This design comes from an exercise in tuning for small area and a short achievable clock period on the open sky130 flow, not from production work.
RTL that was checked went through simulation tests only; none was proved equivalent to the original.
Some runs may be left out. An edit can pass the tests and still lose a function that they never use.
Function not checked in run 3: the RTL went through the layout flow alone.

Run 1, wires at chosen ports, followed through buffers:
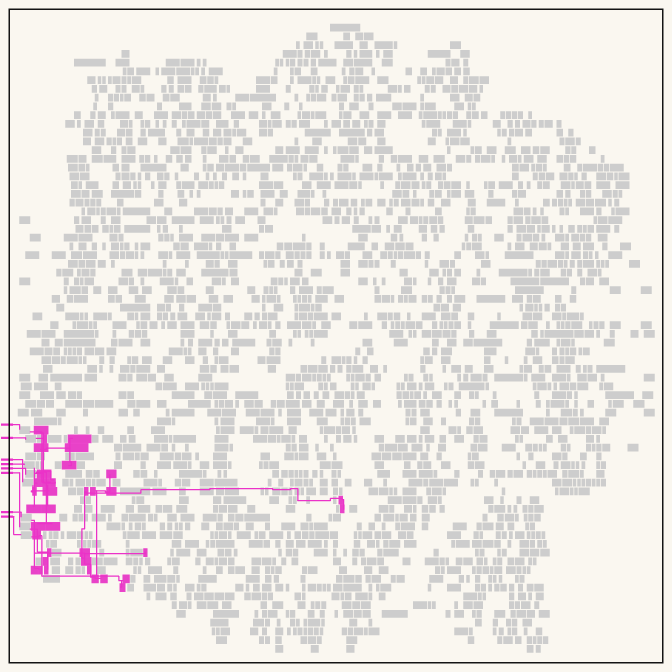
Run 1, zoomed window:
Window x 86 to 116, y 46 to 76 µm. Cells in grey, sequential cells in the stronger grey; small squares are vias.
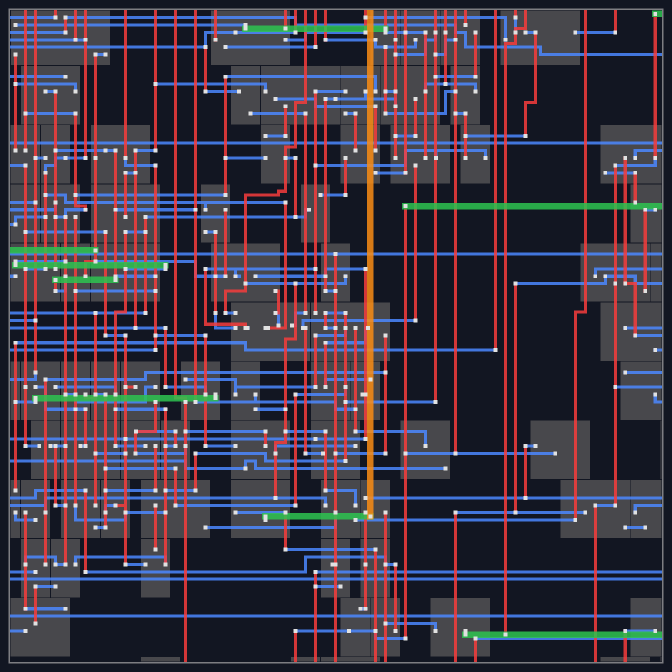
Run 1, metal 3:
Bar = 50 µm. Cells faint in the background.
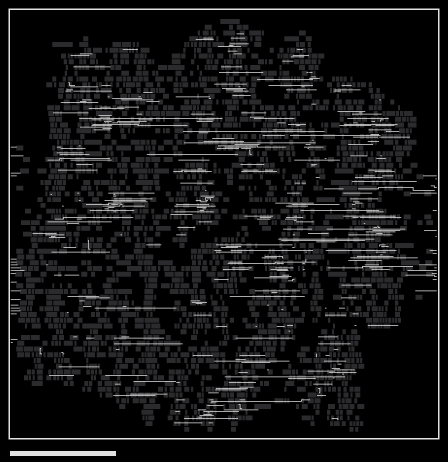
Run 1, wires after detailed routing:
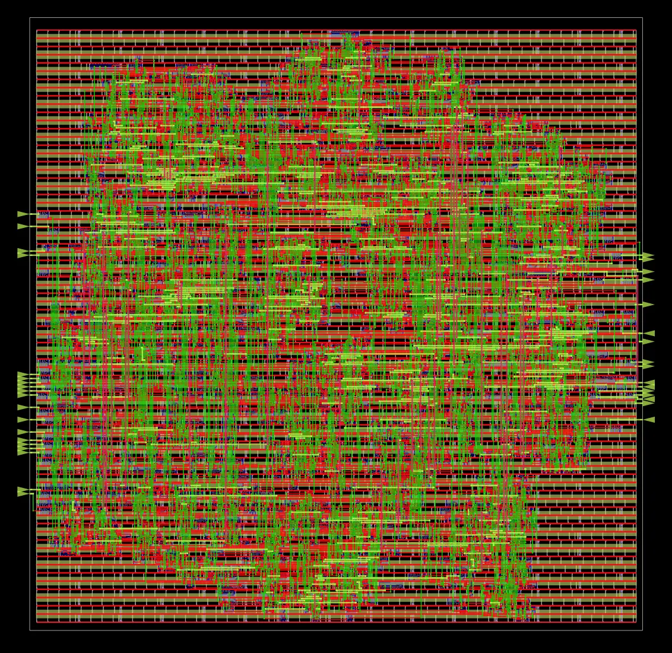
===== design/flow/config.mk =====
export PLATFORM = sky130hd
export DESIGN_NAME = caesar_cipher
export DESIGN_NICKNAME = caesar_cipher
export VERILOG_FILES = /design/flow/design.v
export SDC_FILE = /design/flow/constraint.sdc
export NUM_CORES = 4
export LEC_CHECK = 0
export CAP_MARGIN = 20
export CORE_MARGIN = 2
export CORE_UTILIZATION = 40
export SLEW_MARGIN = 20

===== design/flow/constraint.sdc =====
create_clock -name core_clock -period 14.0 [get_ports {clk}]
set_input_delay 2.8000 -clock core_clock [delete_from_list [all_inputs] [get_ports {clk}]]
set_output_delay 2.8000 -clock core_clock [all_outputs]
set_load 0.01 [all_outputs]

===== design/flow/design.v =====
module caesar_cipher (
   input            clk
  ,input            rst_n
  ,input            ptxt_valid  
  ,input            mode  
  ,input            key_shift_dir_1  
  ,input            key_shift_dir_3  
  ,input      [4:0] key_shift_num_1  
  ,input      [4:0] key_shift_num_3  
  ,input      [7:0] ptxt_char
  ,output reg [7:0] ctxt_char
  ,output reg       err_invalid_key_shift_num
  ,output reg       err_invalid_ptxt_char
  ,output reg       ctx_ready
);
  localparam NUL_CHAR = 8'h00;
  localparam UPPERCASE_A_CHAR = 8'h41;
  localparam UPPERCASE_Z_CHAR = 8'h5A;
  localparam LOWERCASE_A_CHAR = 8'h61;
  localparam LOWERCASE_Z_CHAR = 8'h7A;
  wire       ptxt_char_is_uppercase_letter;
  wire       ptxt_char_is_lowercase_letter;
  wire       ptxt_char_is_letter;
  wire	     err_invalid_key_shift_num_wire;
  wire 	     err_invalid_ptxt_char_wire;
  wire  [4:0] key_shift_num_x;  
  reg  [7:0] sub_letter;
  assign err_invalid_key_shift_num_wire = key_shift_num_1 > 26 || key_shift_num_3 > 26 || key_shift_num_1==key_shift_num_3;
  assign ptxt_char_is_uppercase_letter = (ptxt_char >= UPPERCASE_A_CHAR) &&
                                         (ptxt_char <= UPPERCASE_Z_CHAR);
  assign ptxt_char_is_lowercase_letter = (ptxt_char >= LOWERCASE_A_CHAR) &&
                                         (ptxt_char <= LOWERCASE_Z_CHAR);
  assign ptxt_char_is_letter = ptxt_char_is_uppercase_letter ||
                               ptxt_char_is_lowercase_letter;
  assign err_invalid_ptxt_char_wire = !ptxt_char_is_letter;
  assign key_shift_num_x = (key_shift_num_1 + key_shift_num_3) < 27 ?  (key_shift_num_1 + key_shift_num_3) :  (key_shift_num_1 + key_shift_num_3)  -  5'b11011;
  always @ (*)
    if(!mode) begin  
        if(!key_shift_dir_1 && !key_shift_dir_3) begin
            sub_letter = ptxt_char + {3'b000, key_shift_num_1} + {3'b000, key_shift_num_x} + {3'b000, key_shift_num_3};
            if(ptxt_char_is_uppercase_letter && (sub_letter > UPPERCASE_Z_CHAR))begin
                sub_letter -= 8'h1A;
				if(sub_letter > UPPERCASE_Z_CHAR)begin
					sub_letter -= 8'h1A;
					if(sub_letter > UPPERCASE_Z_CHAR)
						sub_letter -= 8'h1A;
						else 
							sub_letter = sub_letter;
				end
				else 
					sub_letter = sub_letter;
			end 
			else sub_letter = sub_letter;
            if(ptxt_char_is_lowercase_letter && (sub_letter > LOWERCASE_Z_CHAR))begin
                sub_letter -= 8'h1A;
				 if(sub_letter > LOWERCASE_Z_CHAR)begin
					sub_letter -= 8'h1A;
					if(sub_letter > LOWERCASE_Z_CHAR)
						sub_letter -= 8'h1A;
					else 
						sub_letter = sub_letter;
				end
				 else 
					sub_letter = sub_letter;
			end
			else
				sub_letter = sub_letter;
        end
        else if(!key_shift_dir_1 && key_shift_dir_3) begin
            sub_letter = ptxt_char + {3'b000, key_shift_num_1} - {3'b000, key_shift_num_x} - {3'b000, key_shift_num_3};
            if(ptxt_char_is_uppercase_letter && (sub_letter > UPPERCASE_Z_CHAR))begin
                sub_letter -= 8'h1A;
                if(sub_letter > UPPERCASE_Z_CHAR)
                    sub_letter -= 8'h1A;
                else
                    sub_letter = sub_letter;
            end
            else if(ptxt_char_is_lowercase_letter && (sub_letter > LOWERCASE_Z_CHAR))begin
                sub_letter -= 8'h1A;
                if(sub_letter > LOWERCASE_Z_CHAR)
                    sub_letter -= 8'h1A;
                else
                    sub_letter = sub_letter;
            end
            else if(ptxt_char_is_uppercase_letter && (sub_letter < UPPERCASE_A_CHAR)) begin
                sub_letter += 8'h1A;
                if(sub_letter < UPPERCASE_A_CHAR)
                    sub_letter += 8'h1A;
                else
                    sub_letter = sub_letter;
            end
            else if(ptxt_char_is_lowercase_letter && (sub_letter < LOWERCASE_A_CHAR))begin
                sub_letter += 8'h1A;
                if(sub_letter < LOWERCASE_A_CHAR)
                    sub_letter += 8'h1A;
                else
                    sub_letter = sub_letter;
			end
			else 
				sub_letter = sub_letter;
        end
        else if(key_shift_dir_1 && !key_shift_dir_3) begin
            sub_letter = ptxt_char - {3'b000, key_shift_num_1} - {3'b000, key_shift_num_x} + {3'b000, key_shift_num_3};
            if(ptxt_char_is_uppercase_letter && (sub_letter > UPPERCASE_Z_CHAR))begin
                sub_letter -= 8'h1A;
                if(sub_letter > UPPERCASE_Z_CHAR)
                    sub_letter -= 8'h1A;
                else
                    sub_letter = sub_letter;
            end
            else if(ptxt_char_is_lowercase_letter && (sub_letter > LOWERCASE_Z_CHAR))begin
                sub_letter -= 8'h1A;
                if(sub_letter > LOWERCASE_Z_CHAR)
                    sub_letter -= 8'h1A;
                else
                    sub_letter = sub_letter;
            end
            else if(ptxt_char_is_uppercase_letter && (sub_letter < UPPERCASE_A_CHAR))begin
                sub_letter += 8'h1A;
                if(sub_letter < UPPERCASE_A_CHAR)
                    sub_letter += 8'h1A;
                else
                    sub_letter = sub_letter;
            end
            else if(ptxt_char_is_lowercase_letter && (sub_letter < LOWERCASE_A_CHAR))begin
                sub_letter += 8'h1A;
                if(sub_letter < LOWERCASE_A_CHAR)
                    sub_letter += 8'h1A;
                else
                    sub_letter = sub_letter;
            end
			else 
				sub_letter = sub_letter;
        end
		else if(key_shift_dir_1 && key_shift_dir_3) begin
            sub_letter = ptxt_char - {3'b000, key_shift_num_1} + {3'b000, key_shift_num_x} - {3'b000, key_shift_num_3};
            if(ptxt_char_is_uppercase_letter && (sub_letter < UPPERCASE_A_CHAR))begin
                sub_letter += 8'h1A;
				 if((sub_letter < UPPERCASE_A_CHAR))
					sub_letter += 8'h1A;
				else
					sub_letter = sub_letter;
			end
			else
				sub_letter = sub_letter;
            if(ptxt_char_is_lowercase_letter && (sub_letter < LOWERCASE_A_CHAR))begin
                sub_letter += 8'h1A;
				  if((sub_letter < LOWERCASE_A_CHAR))
					sub_letter += 8'h1A;
				  else
					sub_letter = sub_letter;
			end
			else
				sub_letter = sub_letter;
        end
		else
			sub_letter = NUL_CHAR;
    end
    else begin  
        if(!key_shift_dir_1 && !key_shift_dir_3) begin
            sub_letter = ptxt_char - {3'b000, key_shift_num_1} - {3'b000, key_shift_num_x} - {3'b000, key_shift_num_3};
            if(ptxt_char_is_uppercase_letter && (sub_letter < UPPERCASE_A_CHAR || sub_letter > 200))begin
                sub_letter += 8'h1A;
				 if(sub_letter < UPPERCASE_A_CHAR  || sub_letter > 200)begin
					sub_letter += 8'h1A;
					if(sub_letter < UPPERCASE_A_CHAR  || sub_letter > 200 )
						sub_letter += 8'h1A;
					else
						sub_letter = sub_letter;
				end
				else
					sub_letter = sub_letter;
			end
			else
				sub_letter = sub_letter;
            if(ptxt_char_is_lowercase_letter && (sub_letter < LOWERCASE_A_CHAR))begin
                sub_letter += 8'h1A;
				if(sub_letter < LOWERCASE_A_CHAR)begin
					sub_letter += 8'h1A;
					if(sub_letter < LOWERCASE_A_CHAR)
						sub_letter += 8'h1A;
					else
						sub_letter = sub_letter;
				end
				else
					sub_letter = sub_letter;
			end
			else
				sub_letter = sub_letter;			
        end
        else if(!key_shift_dir_1 && key_shift_dir_3) begin
            sub_letter = ptxt_char - {3'b000, key_shift_num_1} + {3'b000, key_shift_num_x} + {3'b000, key_shift_num_3};
            if(ptxt_char_is_uppercase_letter && (sub_letter > UPPERCASE_Z_CHAR))begin
                sub_letter -= 8'h1A;
                if(sub_letter > UPPERCASE_Z_CHAR)
                    sub_letter -= 8'h1A;
                else
                    sub_letter = sub_letter;
            end
            else if(ptxt_char_is_lowercase_letter && (sub_letter > LOWERCASE_Z_CHAR))begin
                sub_letter -= 8'h1A;
                if(sub_letter > LOWERCASE_Z_CHAR)
                    sub_letter -= 8'h1A;
                else
                    sub_letter = sub_letter;
            end
            else if(ptxt_char_is_uppercase_letter && (sub_letter < UPPERCASE_A_CHAR))begin
                sub_letter += 8'h1A;
                if(sub_letter < UPPERCASE_A_CHAR)
                    sub_letter += 8'h1A;
                else
                    sub_letter = sub_letter;
            end
            else if(ptxt_char_is_lowercase_letter && (sub_letter < LOWERCASE_A_CHAR))begin
                sub_letter += 8'h1A;
                if(sub_letter < LOWERCASE_A_CHAR)
                    sub_letter += 8'h1A;
                else
                    sub_letter = sub_letter;
            end
			else
				sub_letter = sub_letter;
        end
        else if(key_shift_dir_1 && !key_shift_dir_3) begin
            sub_letter = ptxt_char + {3'b000, key_shift_num_1} + {3'b000, key_shift_num_x} - {3'b000, key_shift_num_3};
            if(ptxt_char_is_uppercase_letter && (sub_letter > UPPERCASE_Z_CHAR))begin
                sub_letter -= 8'h1A;
                if(sub_letter > UPPERCASE_Z_CHAR)
                    sub_letter -= 8'h1A;
                else
                    sub_letter = sub_letter;
            end
            else if(ptxt_char_is_lowercase_letter && (sub_letter > LOWERCASE_Z_CHAR))begin
                sub_letter -= 8'h1A;
                if(sub_letter > LOWERCASE_Z_CHAR)
                    sub_letter -= 8'h1A;
                else
                    sub_letter = sub_letter;
            end
            else if(ptxt_char_is_uppercase_letter && (sub_letter < UPPERCASE_A_CHAR))begin
                sub_letter += 8'h1A;
                if(sub_letter < UPPERCASE_A_CHAR)
                    sub_letter += 8'h1A;
                else
                    sub_letter = sub_letter;
            end
            else if(ptxt_char_is_lowercase_letter && (sub_letter < LOWERCASE_A_CHAR))begin
                sub_letter += 8'h1A;
                if(sub_letter < LOWERCASE_A_CHAR)
                    sub_letter += 8'h1A;
                else
                    sub_letter = sub_letter;
            end
			else
				sub_letter = sub_letter;
        end
        else if(key_shift_dir_1 && key_shift_dir_3) begin
            sub_letter = ptxt_char + {3'b000, key_shift_num_1} - {3'b000, key_shift_num_x} + {3'b000, key_shift_num_3};
             if(ptxt_char_is_uppercase_letter && (sub_letter > UPPERCASE_Z_CHAR))begin
                sub_letter -= 8'h1A;
				if((sub_letter > UPPERCASE_Z_CHAR))
					sub_letter -= 8'h1A;
				else
					sub_letter = sub_letter;
			end
			else
				sub_letter = sub_letter;
            if(ptxt_char_is_lowercase_letter && (sub_letter > LOWERCASE_Z_CHAR))begin
                sub_letter -= 8'h1A;
				 if((sub_letter > LOWERCASE_Z_CHAR))
					sub_letter -= 8'h1A;
				 else
					sub_letter = sub_letter;
			end
			else
				sub_letter = sub_letter;
        end
		else
			sub_letter = NUL_CHAR;
    end
  always @ (posedge clk or negedge rst_n)
    if(!rst_n)begin
      ctx_ready <= 1'b0;
      ctxt_char <= NUL_CHAR;
      err_invalid_key_shift_num <= 1'b0;
	  err_invalid_ptxt_char <=1'b0;
	  end
    else if(err_invalid_ptxt_char_wire || err_invalid_key_shift_num_wire || !ptxt_valid) begin
      ctx_ready <= 1'b0;
      ctxt_char <= NUL_CHAR;
	  err_invalid_key_shift_num <= 1'b1;
	  err_invalid_ptxt_char <=1'b1;
	  end
    else begin
      ctx_ready <= 1'b1;
      ctxt_char <= sub_letter;
	  err_invalid_key_shift_num <= 1'b0;
	  err_invalid_ptxt_char <=1'b0;
	  end
endmodule

===== design/flow/run.sh =====
#!/bin/bash
# synth_recipe.tcl (not shown) runs the flow's synth.tcl, then flattens the netlist and writes it again
# the make line also repeats each setting of config.mk as NAME=value (left out here)
make -C /OpenROAD-flow-scripts/flow DESIGN_CONFIG=/design/flow/config.mk WORK_HOME=/design/flow/orfs CLKGATE_MAP_FILE= SYNTH_SCRIPT=/design/flow/synth_recipe.tcl finish

==> run notes, run 1 <==
Synth Area in XOR/XNOR=approximately an eighth; async set or reset register ratio after synthesis=100%; grt ovf=0; Synth Area in Simple Gates=about 28%; Core Rows=between 70 and 80; Synth Area in Compound Gates=33.6%; most frequent cells after synthesis=nor2_1, nand2_1, a21oi_1, ha_1, xnor2_1; DRC violations left=0; most common cell after layout, fill and taps aside=nor2_1; DR iter-0 viols=1642; fraction of area in multi-input gates=86.5%; Post-Syn Nets=approximately 2.5k; status=no timing/DRC/antenna violations; max capacitance violation total=0; Yosys cell types=around 130; die area=41100 µm²; NonClk Buf Share=under 10%; Well-Tap Cells=around 520; Mapped Cells=approximately 2.3k; Initial DRT Pass Iterations=6; setup_tns=0 ns; clock transition at the registers of the reported paths=~0.050 ns; via/cell ratio=between 6 and 7; post-cts sizing count=0; CTS root buf=clkbuf_16; Setup CP Type=primary input to register; GR peak layer=met2; Fillers=between 4k and 5k; DP Worst Slack=~0.24 ns; Worst EP required=~14 ns; FMAX=75.0 MHz; number of synthesized register bits=10; leading cell types by total area after synthesis=ha_1, xnor2_1, a21oi_1; share of cells above drive strength 1=a little over 8%; top cell category=multi-input gates; Ys Warns=1; Hold WS=~2.9 ns; worst-path fanout max=10; Initial Util=between 40% and 50%; Core Util, Final=~44%; bufs w/o clock=96; met2 GRT Util=about 45%; placed inst area=between 15000 and 20000 µm²; crit-path leading delay family=compound AO/OA/AOI/OAI gates; Critical Path Sink Type=register; area occupied by multi-input gates=approximately 15000 µm²; CP max stage cell=o21ai_0; largest family of logic cells by synthesized area=compound AO/OA/AOI/OAI gates; # placed instances=approximately 2.8k; Post-CTS Setup Repair Bufs=0; count leader, synth=nor2_1; Placeable Area=between 30000 and 40000 µm²; Clock Path Buffers=2; top layer used by detailed routing=met4; endpoints failing setup=0; Tmin final=approximately 13 ns
## Picture notes: 'wires at chosen ports, followed through buffers'
- ptxt_char: magenta (bits 8; direction input; end cells 36; wire 469 µm)
I/O pins: 35
I/O Buffers: 34

## Picture notes: 'zoomed window'
- M4: orange
- M1: blue
- M2: red
- M3: green
- sequential cells in the window: 0
- cells with their middle in the window: 67
- most frequent: nor2_1 (12), o21ai_0 (9), nand2_1 (8)

## Picture notes: 'metal 3'
- share of all routed wire: 7.0%
- longest straight run: 67.6 µm
Total Wirelength: 56.7 mm
via count: 17.8k
met3 global-route usage: 1.93%

## Picture notes: 'wires after detailed routing'
met3 WL: 3.95 mm
WL met2: 25.9 mm
GRT Util Overall: 26.5%

Run 1, cell sizes after repair:
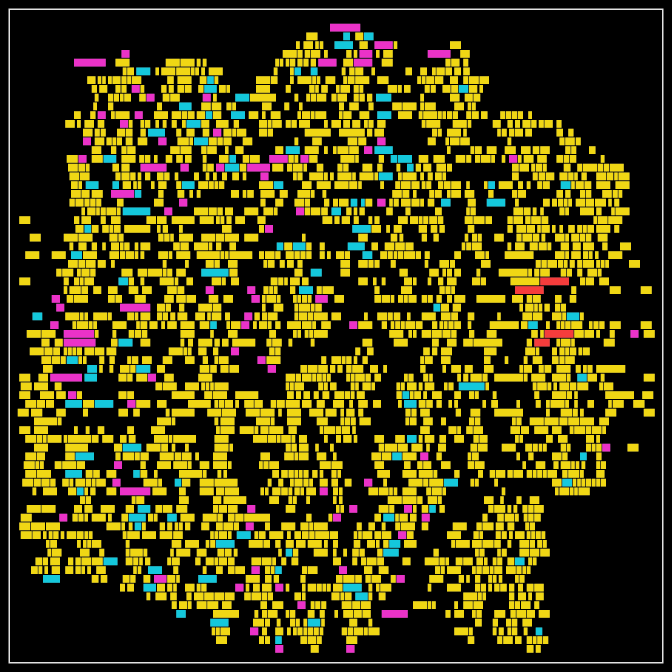

==> inputs of run 2 (changes only) <==
==> design/flow/design.v (replaced) <==
module caesar_cipher (
   input            clk
  ,input            rst_n
  ,input            ptxt_valid
  ,input            mode
  ,input            key_shift_dir_1
  ,input            key_shift_dir_3
  ,input      [4:0] key_shift_num_1
  ,input      [4:0] key_shift_num_3
  ,input      [7:0] ptxt_char
  ,output reg [7:0] ctxt_char
  ,output reg       err_invalid_key_shift_num
  ,output reg       err_invalid_ptxt_char
  ,output reg       ctx_ready
);
  wire [4:0] k1 = key_shift_num_1;
  wire [4:0] k3 = key_shift_num_3;
  wire [4:0] p  = ptxt_char[4:0];
  wire letter = (ptxt_char[7:6] == 2'b01) && (p != 5'd0) && (p <= 5'd26);
  wire ok = ptxt_valid && letter && (k1 <= 5'd26) && (k3 <= 5'd26) && (k1 != k3);
  wire w = ({1'b0,k1} + {1'b0,k3}) >= 6'd27;
  wire [5:0] y = (key_shift_dir_3 ? 6'd0 : {1'b0,k1}) + (key_shift_dir_1 ? 6'd0 : {1'b0,k3});
  wire [7:0] v = {1'b0,y,1'b0} - {7'd0,w};
  wire [4:0] vm = (v[7]) ? 5'd25 : (v % 8'd26);
  wire sg = mode ^ key_shift_dir_1 ^ key_shift_dir_3;
  wire [4:0] t = (sg && vm != 0) ? 5'd26 - vm : vm;
  wire [5:0] c = {1'b0,p} + {1'b0,t};
  wire [4:0] r = (c > 6'd26) ? c - 6'd26 : c[4:0];
  always @(posedge clk or negedge rst_n)
    if (!rst_n) begin
      ctx_ready <= 1'b0; ctxt_char <= 8'h00;
      err_invalid_key_shift_num <= 1'b0; err_invalid_ptxt_char <= 1'b0;
    end else if (!ok) begin
      ctx_ready <= 1'b0; ctxt_char <= 8'h00;
      err_invalid_key_shift_num <= 1'b1; err_invalid_ptxt_char <= 1'b1;
    end else begin
      ctx_ready <= 1'b1; ctxt_char <= {2'b01, ptxt_char[5], r};
      err_invalid_key_shift_num <= 1'b0; err_invalid_ptxt_char <= 1'b0;
    end
endmodule
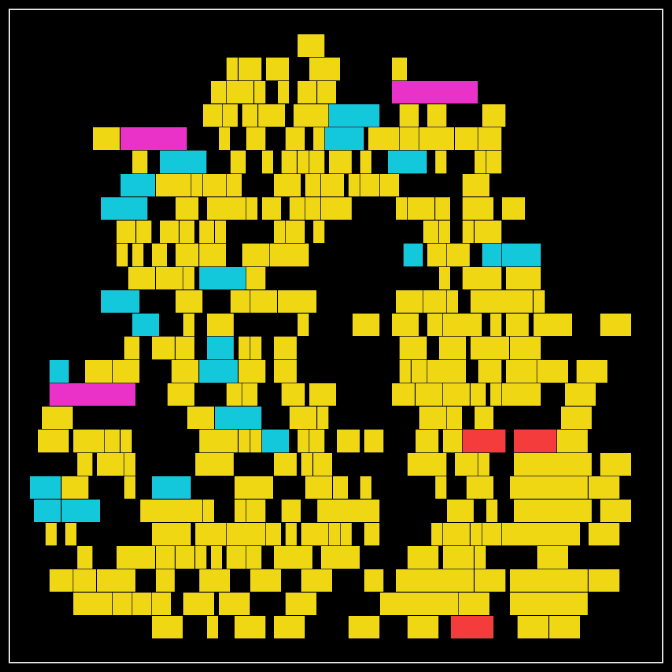
Run 2: cell sizes after repair
- x6 and larger: red (cells 3)
- x2: cyan (cells 21)
- x1 and smaller: yellow (cells 262)
- x3 and x4: magenta (cells 3)
PnR worst setup slack: 3.93 ns
bufs w/o clock: 33
synthesis-to-finish area growth: 20.1%

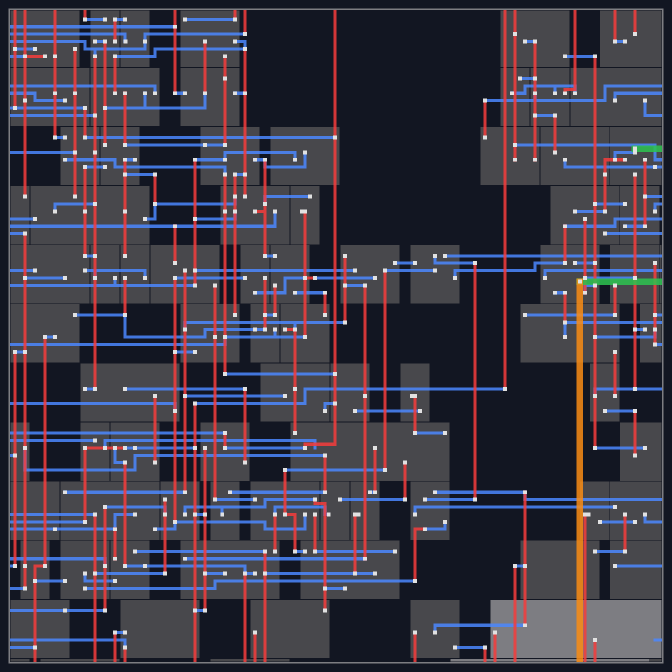
Run 2: zoomed window
Window x 23 to 53, y 8 to 38 µm. Cells in grey, sequential cells in the stronger grey; small squares are vias.

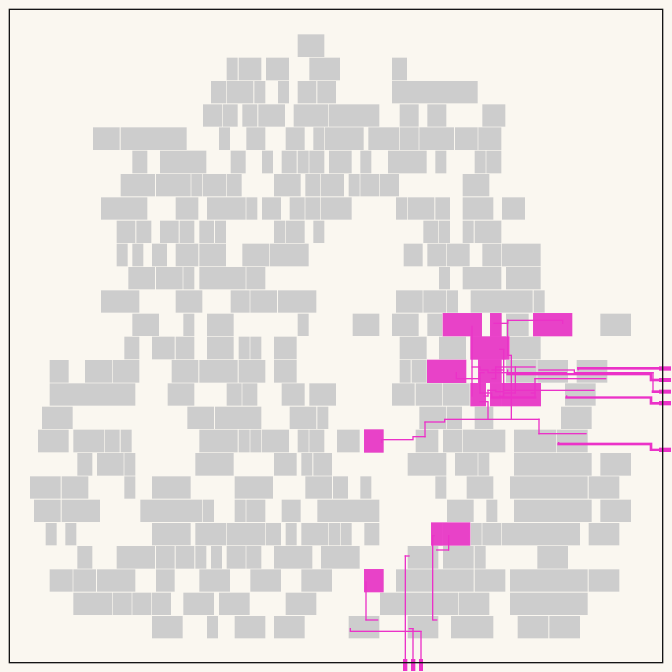
Run 2: wires at chosen ports, followed through buffers
- ptxt_char: magenta (bits 8; direction input; end cells 13; wire 245 µm)
I/O Buffers: 33

==> run 2 against run 1 <==
Critical path type unchanged; area after synthesis shrank 87%; die area shrank 86%; still clean; worst setup slack gained 3.3 ns; cell area shrank 85%.
==> run notes, run 2 <==
Synth Area in Compound Gates=34.7%; via count=about 2.0k; Placeable Area=~5000 µm²; Clock-cell share=1.65%; CTS tree=yes; post-synthesis average cell area=8.09 µm²; top layer used by detailed routing=met4; Critical Path Sink Type=register; area occupied by multi-input gates=1780 µm²; Largest stage delay, worst path=between 0.6 and 0.7 ns; Fillers=around 530; Synth Area in XOR/XNOR=slightly below 10%; GR peak layer=met2; most frequent cells after synthesis=nor2_1, ha_1, inv_1, a21oi_1, xnor2_1; crit-path leading delay family=compound AO/OA/AOI/OAI gates; Initial DRT Pass Iterations=4; top cell category=multi-input gates; Worst EP required=roughly 14 ns; number of synthesized register bits=8; via/cell ratio=roughly 5.5; async set or reset register ratio after synthesis=100%; Well-Tap Cells=70; count of pins over their slew limit=0; Tmin final=roughly 10 ns; DP Worst Slack=around 3.7 ns; post-synthesis mux area share=2.04%; vias in the first global route=between 1.5k and 2k; M1 WL=about 2.4 mm; Non-Filler Instances=approximately 360; share of cells above drive strength 1=9.34%; clock transition at the registers of the reported paths=approximately 0.040 ns; CTS root buf=clkbuf_8; top_reg_cell synth=dfrtp_1; max capacitance violation total=0; setup_tns=0 ns; Mapped Cells=approximately 260; # placed instances=roughly 360; NonClk Buf Share=between 10% and 20%; nets@finish=338; Initial Util=41.1%; Detailed Place HPWL=just over 4 mm; Yosys cell types=70; commonest non-fill, non-tap cells in the layout=clkdlybuf4s50_1, nor2_1, ha_1, inv_1; FF/Latch Area=approximately 200 µm²; Clock Path Buffers=2; DR iter-0 viols=89; Hold Vio Cnt, Final=0; GRT Util Overall=between 15 and 20%; Ys Warns=1; leading cell types by total area after synthesis=ha_1, dfrtp_1, xnor2_1; WL met2=around 2.3 mm; Antenna Cells=0; Setup CP Type=primary input to register; first-pass GRT wire length=around 8.5 mm; Total Wirelength=just under 5 mm; DRC violations left=0; die area=roughly 5800 µm²; Post-Syn Nets=around 310; die width=between 70 and 80 µm; max reg flops=7; post-cts sizing count=0; Core Rows=26; Hold WS=about 2.8 ns; largest net degree at the start of global routing=11; Core Util, Final=49.4%; placed inst area=approximately 2500 µm²; Synth Area in Simple Gates=23.9%; worst-path fanout max=10; initial antenna violation count=0; endpoints failing setup=0; chip height=~76 µm; Top reg by flops=ctxt_char; most common cell after layout, fill and taps aside=clkdlybuf4s50_1; # hold bufs at CTS=0; fraction of area in multi-input gates=between 70% and 80%; met1 Track Usage GR=23.2%; biggest regs=ctxt_char x7, err_invalid_ptxt_char x1; multi-input gates=about 230; Antenna Nets Post-Route=0; CTS Buf Count=3; Finished Cell Area=between 2000 and 3000 µm²; FMAX=just under 100 MHz; Post-CTS Setup Repair Bufs=0; I/O pins=35; status=no timing/DRC/antenna violations; crit path launch=key_shift_num_1[0]; count leader, synth=nor2_1; largest family of logic cells by synthesized area=compound AO/OA/AOI/OAI gates; clock buf count=3; met3 global-route usage=less than 1%; CP max stage cell=xor2_1; grt ovf=0; met3 WL=between 150 and 200 µm; met2 GRT Util=30.0%
==> inputs of run 3 (changes only) <==
--- a/design/flow/design.v
+++ b/design/flow/design.v
@@ -18,14 +18,21 @@
   wire [4:0] p  = ptxt_char[4:0];
   wire letter = (ptxt_char[7:6] == 2'b01) && (p != 5'd0) && (p <= 5'd26);
   wire ok = ptxt_valid && letter && (k1 <= 5'd26) && (k3 <= 5'd26) && (k1 != k3);
-  wire w = ({1'b0,k1} + {1'b0,k3}) >= 6'd27;
-  wire [5:0] y = (key_shift_dir_3 ? 6'd0 : {1'b0,k1}) + (key_shift_dir_1 ? 6'd0 : {1'b0,k3});
-  wire [7:0] v = {1'b0,y,1'b0} - {7'd0,w};
-  wire [4:0] vm = (v[7]) ? 5'd25 : (v % 8'd26);
   wire sg = mode ^ key_shift_dir_1 ^ key_shift_dir_3;
-  wire [4:0] t = (sg && vm != 0) ? 5'd26 - vm : vm;
-  wire [5:0] c = {1'b0,p} + {1'b0,t};
-  wire [4:0] r = (c > 6'd26) ? c - 6'd26 : c[4:0];
+  wire w  = ({1'b0,k1} + {1'b0,k3}) >= 6'd27;
+  function [3:0] kres(input [4:0] k, input gate, input neg);
+    reg [3:0] m;
+    begin
+      m = gate ? 4'd0 : (k >= 5'd26) ? 4'd0 : (k >= 5'd13) ? k - 5'd13 : k[3:0];
+      kres = (neg && m != 4'd0) ? 4'd13 - m : m;
+    end
+  endfunction
+  wire [3:0] a = kres(k1, key_shift_dir_3, sg);
+  wire [3:0] b = kres(k3, key_shift_dir_1, sg);
+  wire [5:0] ab = {2'b0,a} + {2'b0,b} - {5'd0, w & ~sg};
+  wire [3:0] th = ab[5] ? ab[3:0] + 4'd13 : (ab >= 6'd13) ? ab[3:0] - 4'd13 : ab[3:0];
+  wire [5:0] x = {1'b0,p} + {1'b0,th,w};
+  wire [4:0] r = (x > 6'd26) ? x[4:0] + 5'd6 : x[4:0];
   always @(posedge clk or negedge rst_n)
     if (!rst_n) begin
       ctx_ready <= 1'b0; ctxt_char <= 8'h00;
==> design/flow/flow/run.sh (new file) <==
#!/bin/bash
# Own layout flow: the standard ORFS flow, with two changes:
#  - synthesis maps the logic with an area-oriented ABC script (flow/abc_area.script)
#    instead of ORFS's, everything else in synthesis unchanged (same registers, names, cells);
#  - port buffers are sky130_fd_sc_hd__buf_1 (every input and output port still gets one).
set -euo pipefail
W=$(pwd)
cp flow/abc_area.script "$W/my_abc.script"

# Synthesis script: synth_recipe.tcl, with yosys's abc command wrapped so that it uses our script.
{
  cat <<TCL
rename abc my_yosys_abc
proc abc {args} {
  set i [lsearch -exact \$args -script]
  if {\$i >= 0} { lset args [expr {\$i + 1}] $W/my_abc.script }
  set j [lsearch -exact \$args -D]
  if {\$j >= 0} { lset args [expr {\$j + 1}] 14000 }
  my_yosys_abc {*}\$args
}
TCL
  cat synth_recipe.tcl
} > my_synth.tcl

echo "export BUFFER_PORTS_ARGS = -buffer_cell sky130_fd_sc_hd__buf_1" >> config.mk

sed "s#SYNTH_SCRIPT=[^ ]*#SYNTH_SCRIPT=$W/my_synth.tcl#" standard.sh > my_standard.sh
bash my_standard.sh finish > flow_make.log 2>&1
==> design/flow/flow/abc_area.script (new file) <==
strash
&get -n
&fraig -x
&put
dc2
strash
&get -n
&dch -f
&nf -R 1000
&put
topo
stime -c
==> design/flow/standard.sh (new file) <==
#!/bin/bash
# synth_recipe.tcl (not shown) runs the flow's synth.tcl, then flattens the netlist and writes it again
# the make line also repeats each setting of config.mk as NAME=value (left out here)
make -C /OpenROAD-flow-scripts/flow DESIGN_CONFIG=/design/flow/config.mk WORK_HOME=/design/flow/orfs CLKGATE_MAP_FILE= SYNTH_SCRIPT=/design/flow/synth_recipe.tcl "${@:-finish}"
--- a/design/flow/config.mk
+++ b/design/flow/config.mk
@@ -8,4 +8,6 @@
 export CAP_MARGIN = 20
 export CORE_MARGIN = 2
 export CORE_UTILIZATION = 40
+export CTS_BUF_LIST = sky130_fd_sc_hd__clkbuf_1 sky130_fd_sc_hd__clkbuf_2
 export SLEW_MARGIN = 20
+export BUFFER_PORTS_ARGS = -buffer_cell sky130_fd_sc_hd__buf_1
removed: design/flow/run.sh
==> run 3 against run 2 <==
The flow now stops in synthesis.
==> run notes, run 3 <==
Ys Warns=1; Stop stage=synthesis; status=aborted with a tool error; Log Error=ERROR: TCL interpreter returned an error: can't rename "abc": command doesn't exist

## port drivers added, routing unchanged
Ports are ideal in the flow. The routed layouts listed here were re-timed in OpenROAD. Step 1, drivers: a clkbuf_16 drives clk and a buf_2 each remaining input, both assumed. Step 2, shift: input delay + t, output delay - t, t = (earliest + latest rising clock arrival at the registers) / 2. This alone moves slack from input paths to output paths. Slacks: ideal ports / drivers / drivers and shift; pairs: ideal ports / drivers.
run	t, ns	setup WS [ns]	latest minus earliest clock arrival (ns)
run 1	0.276	0.671 / 0.683 / 0.408	0.005 / 0.005
run 2	0.243	3.928 / 3.927 / 3.684	0.002 / 0.003
After both steps every run listed still meets setup and hold. For run 1, which loses most, drivers alone change the setup slack by +0.012 ns; drivers and shift together by -0.263 ns.
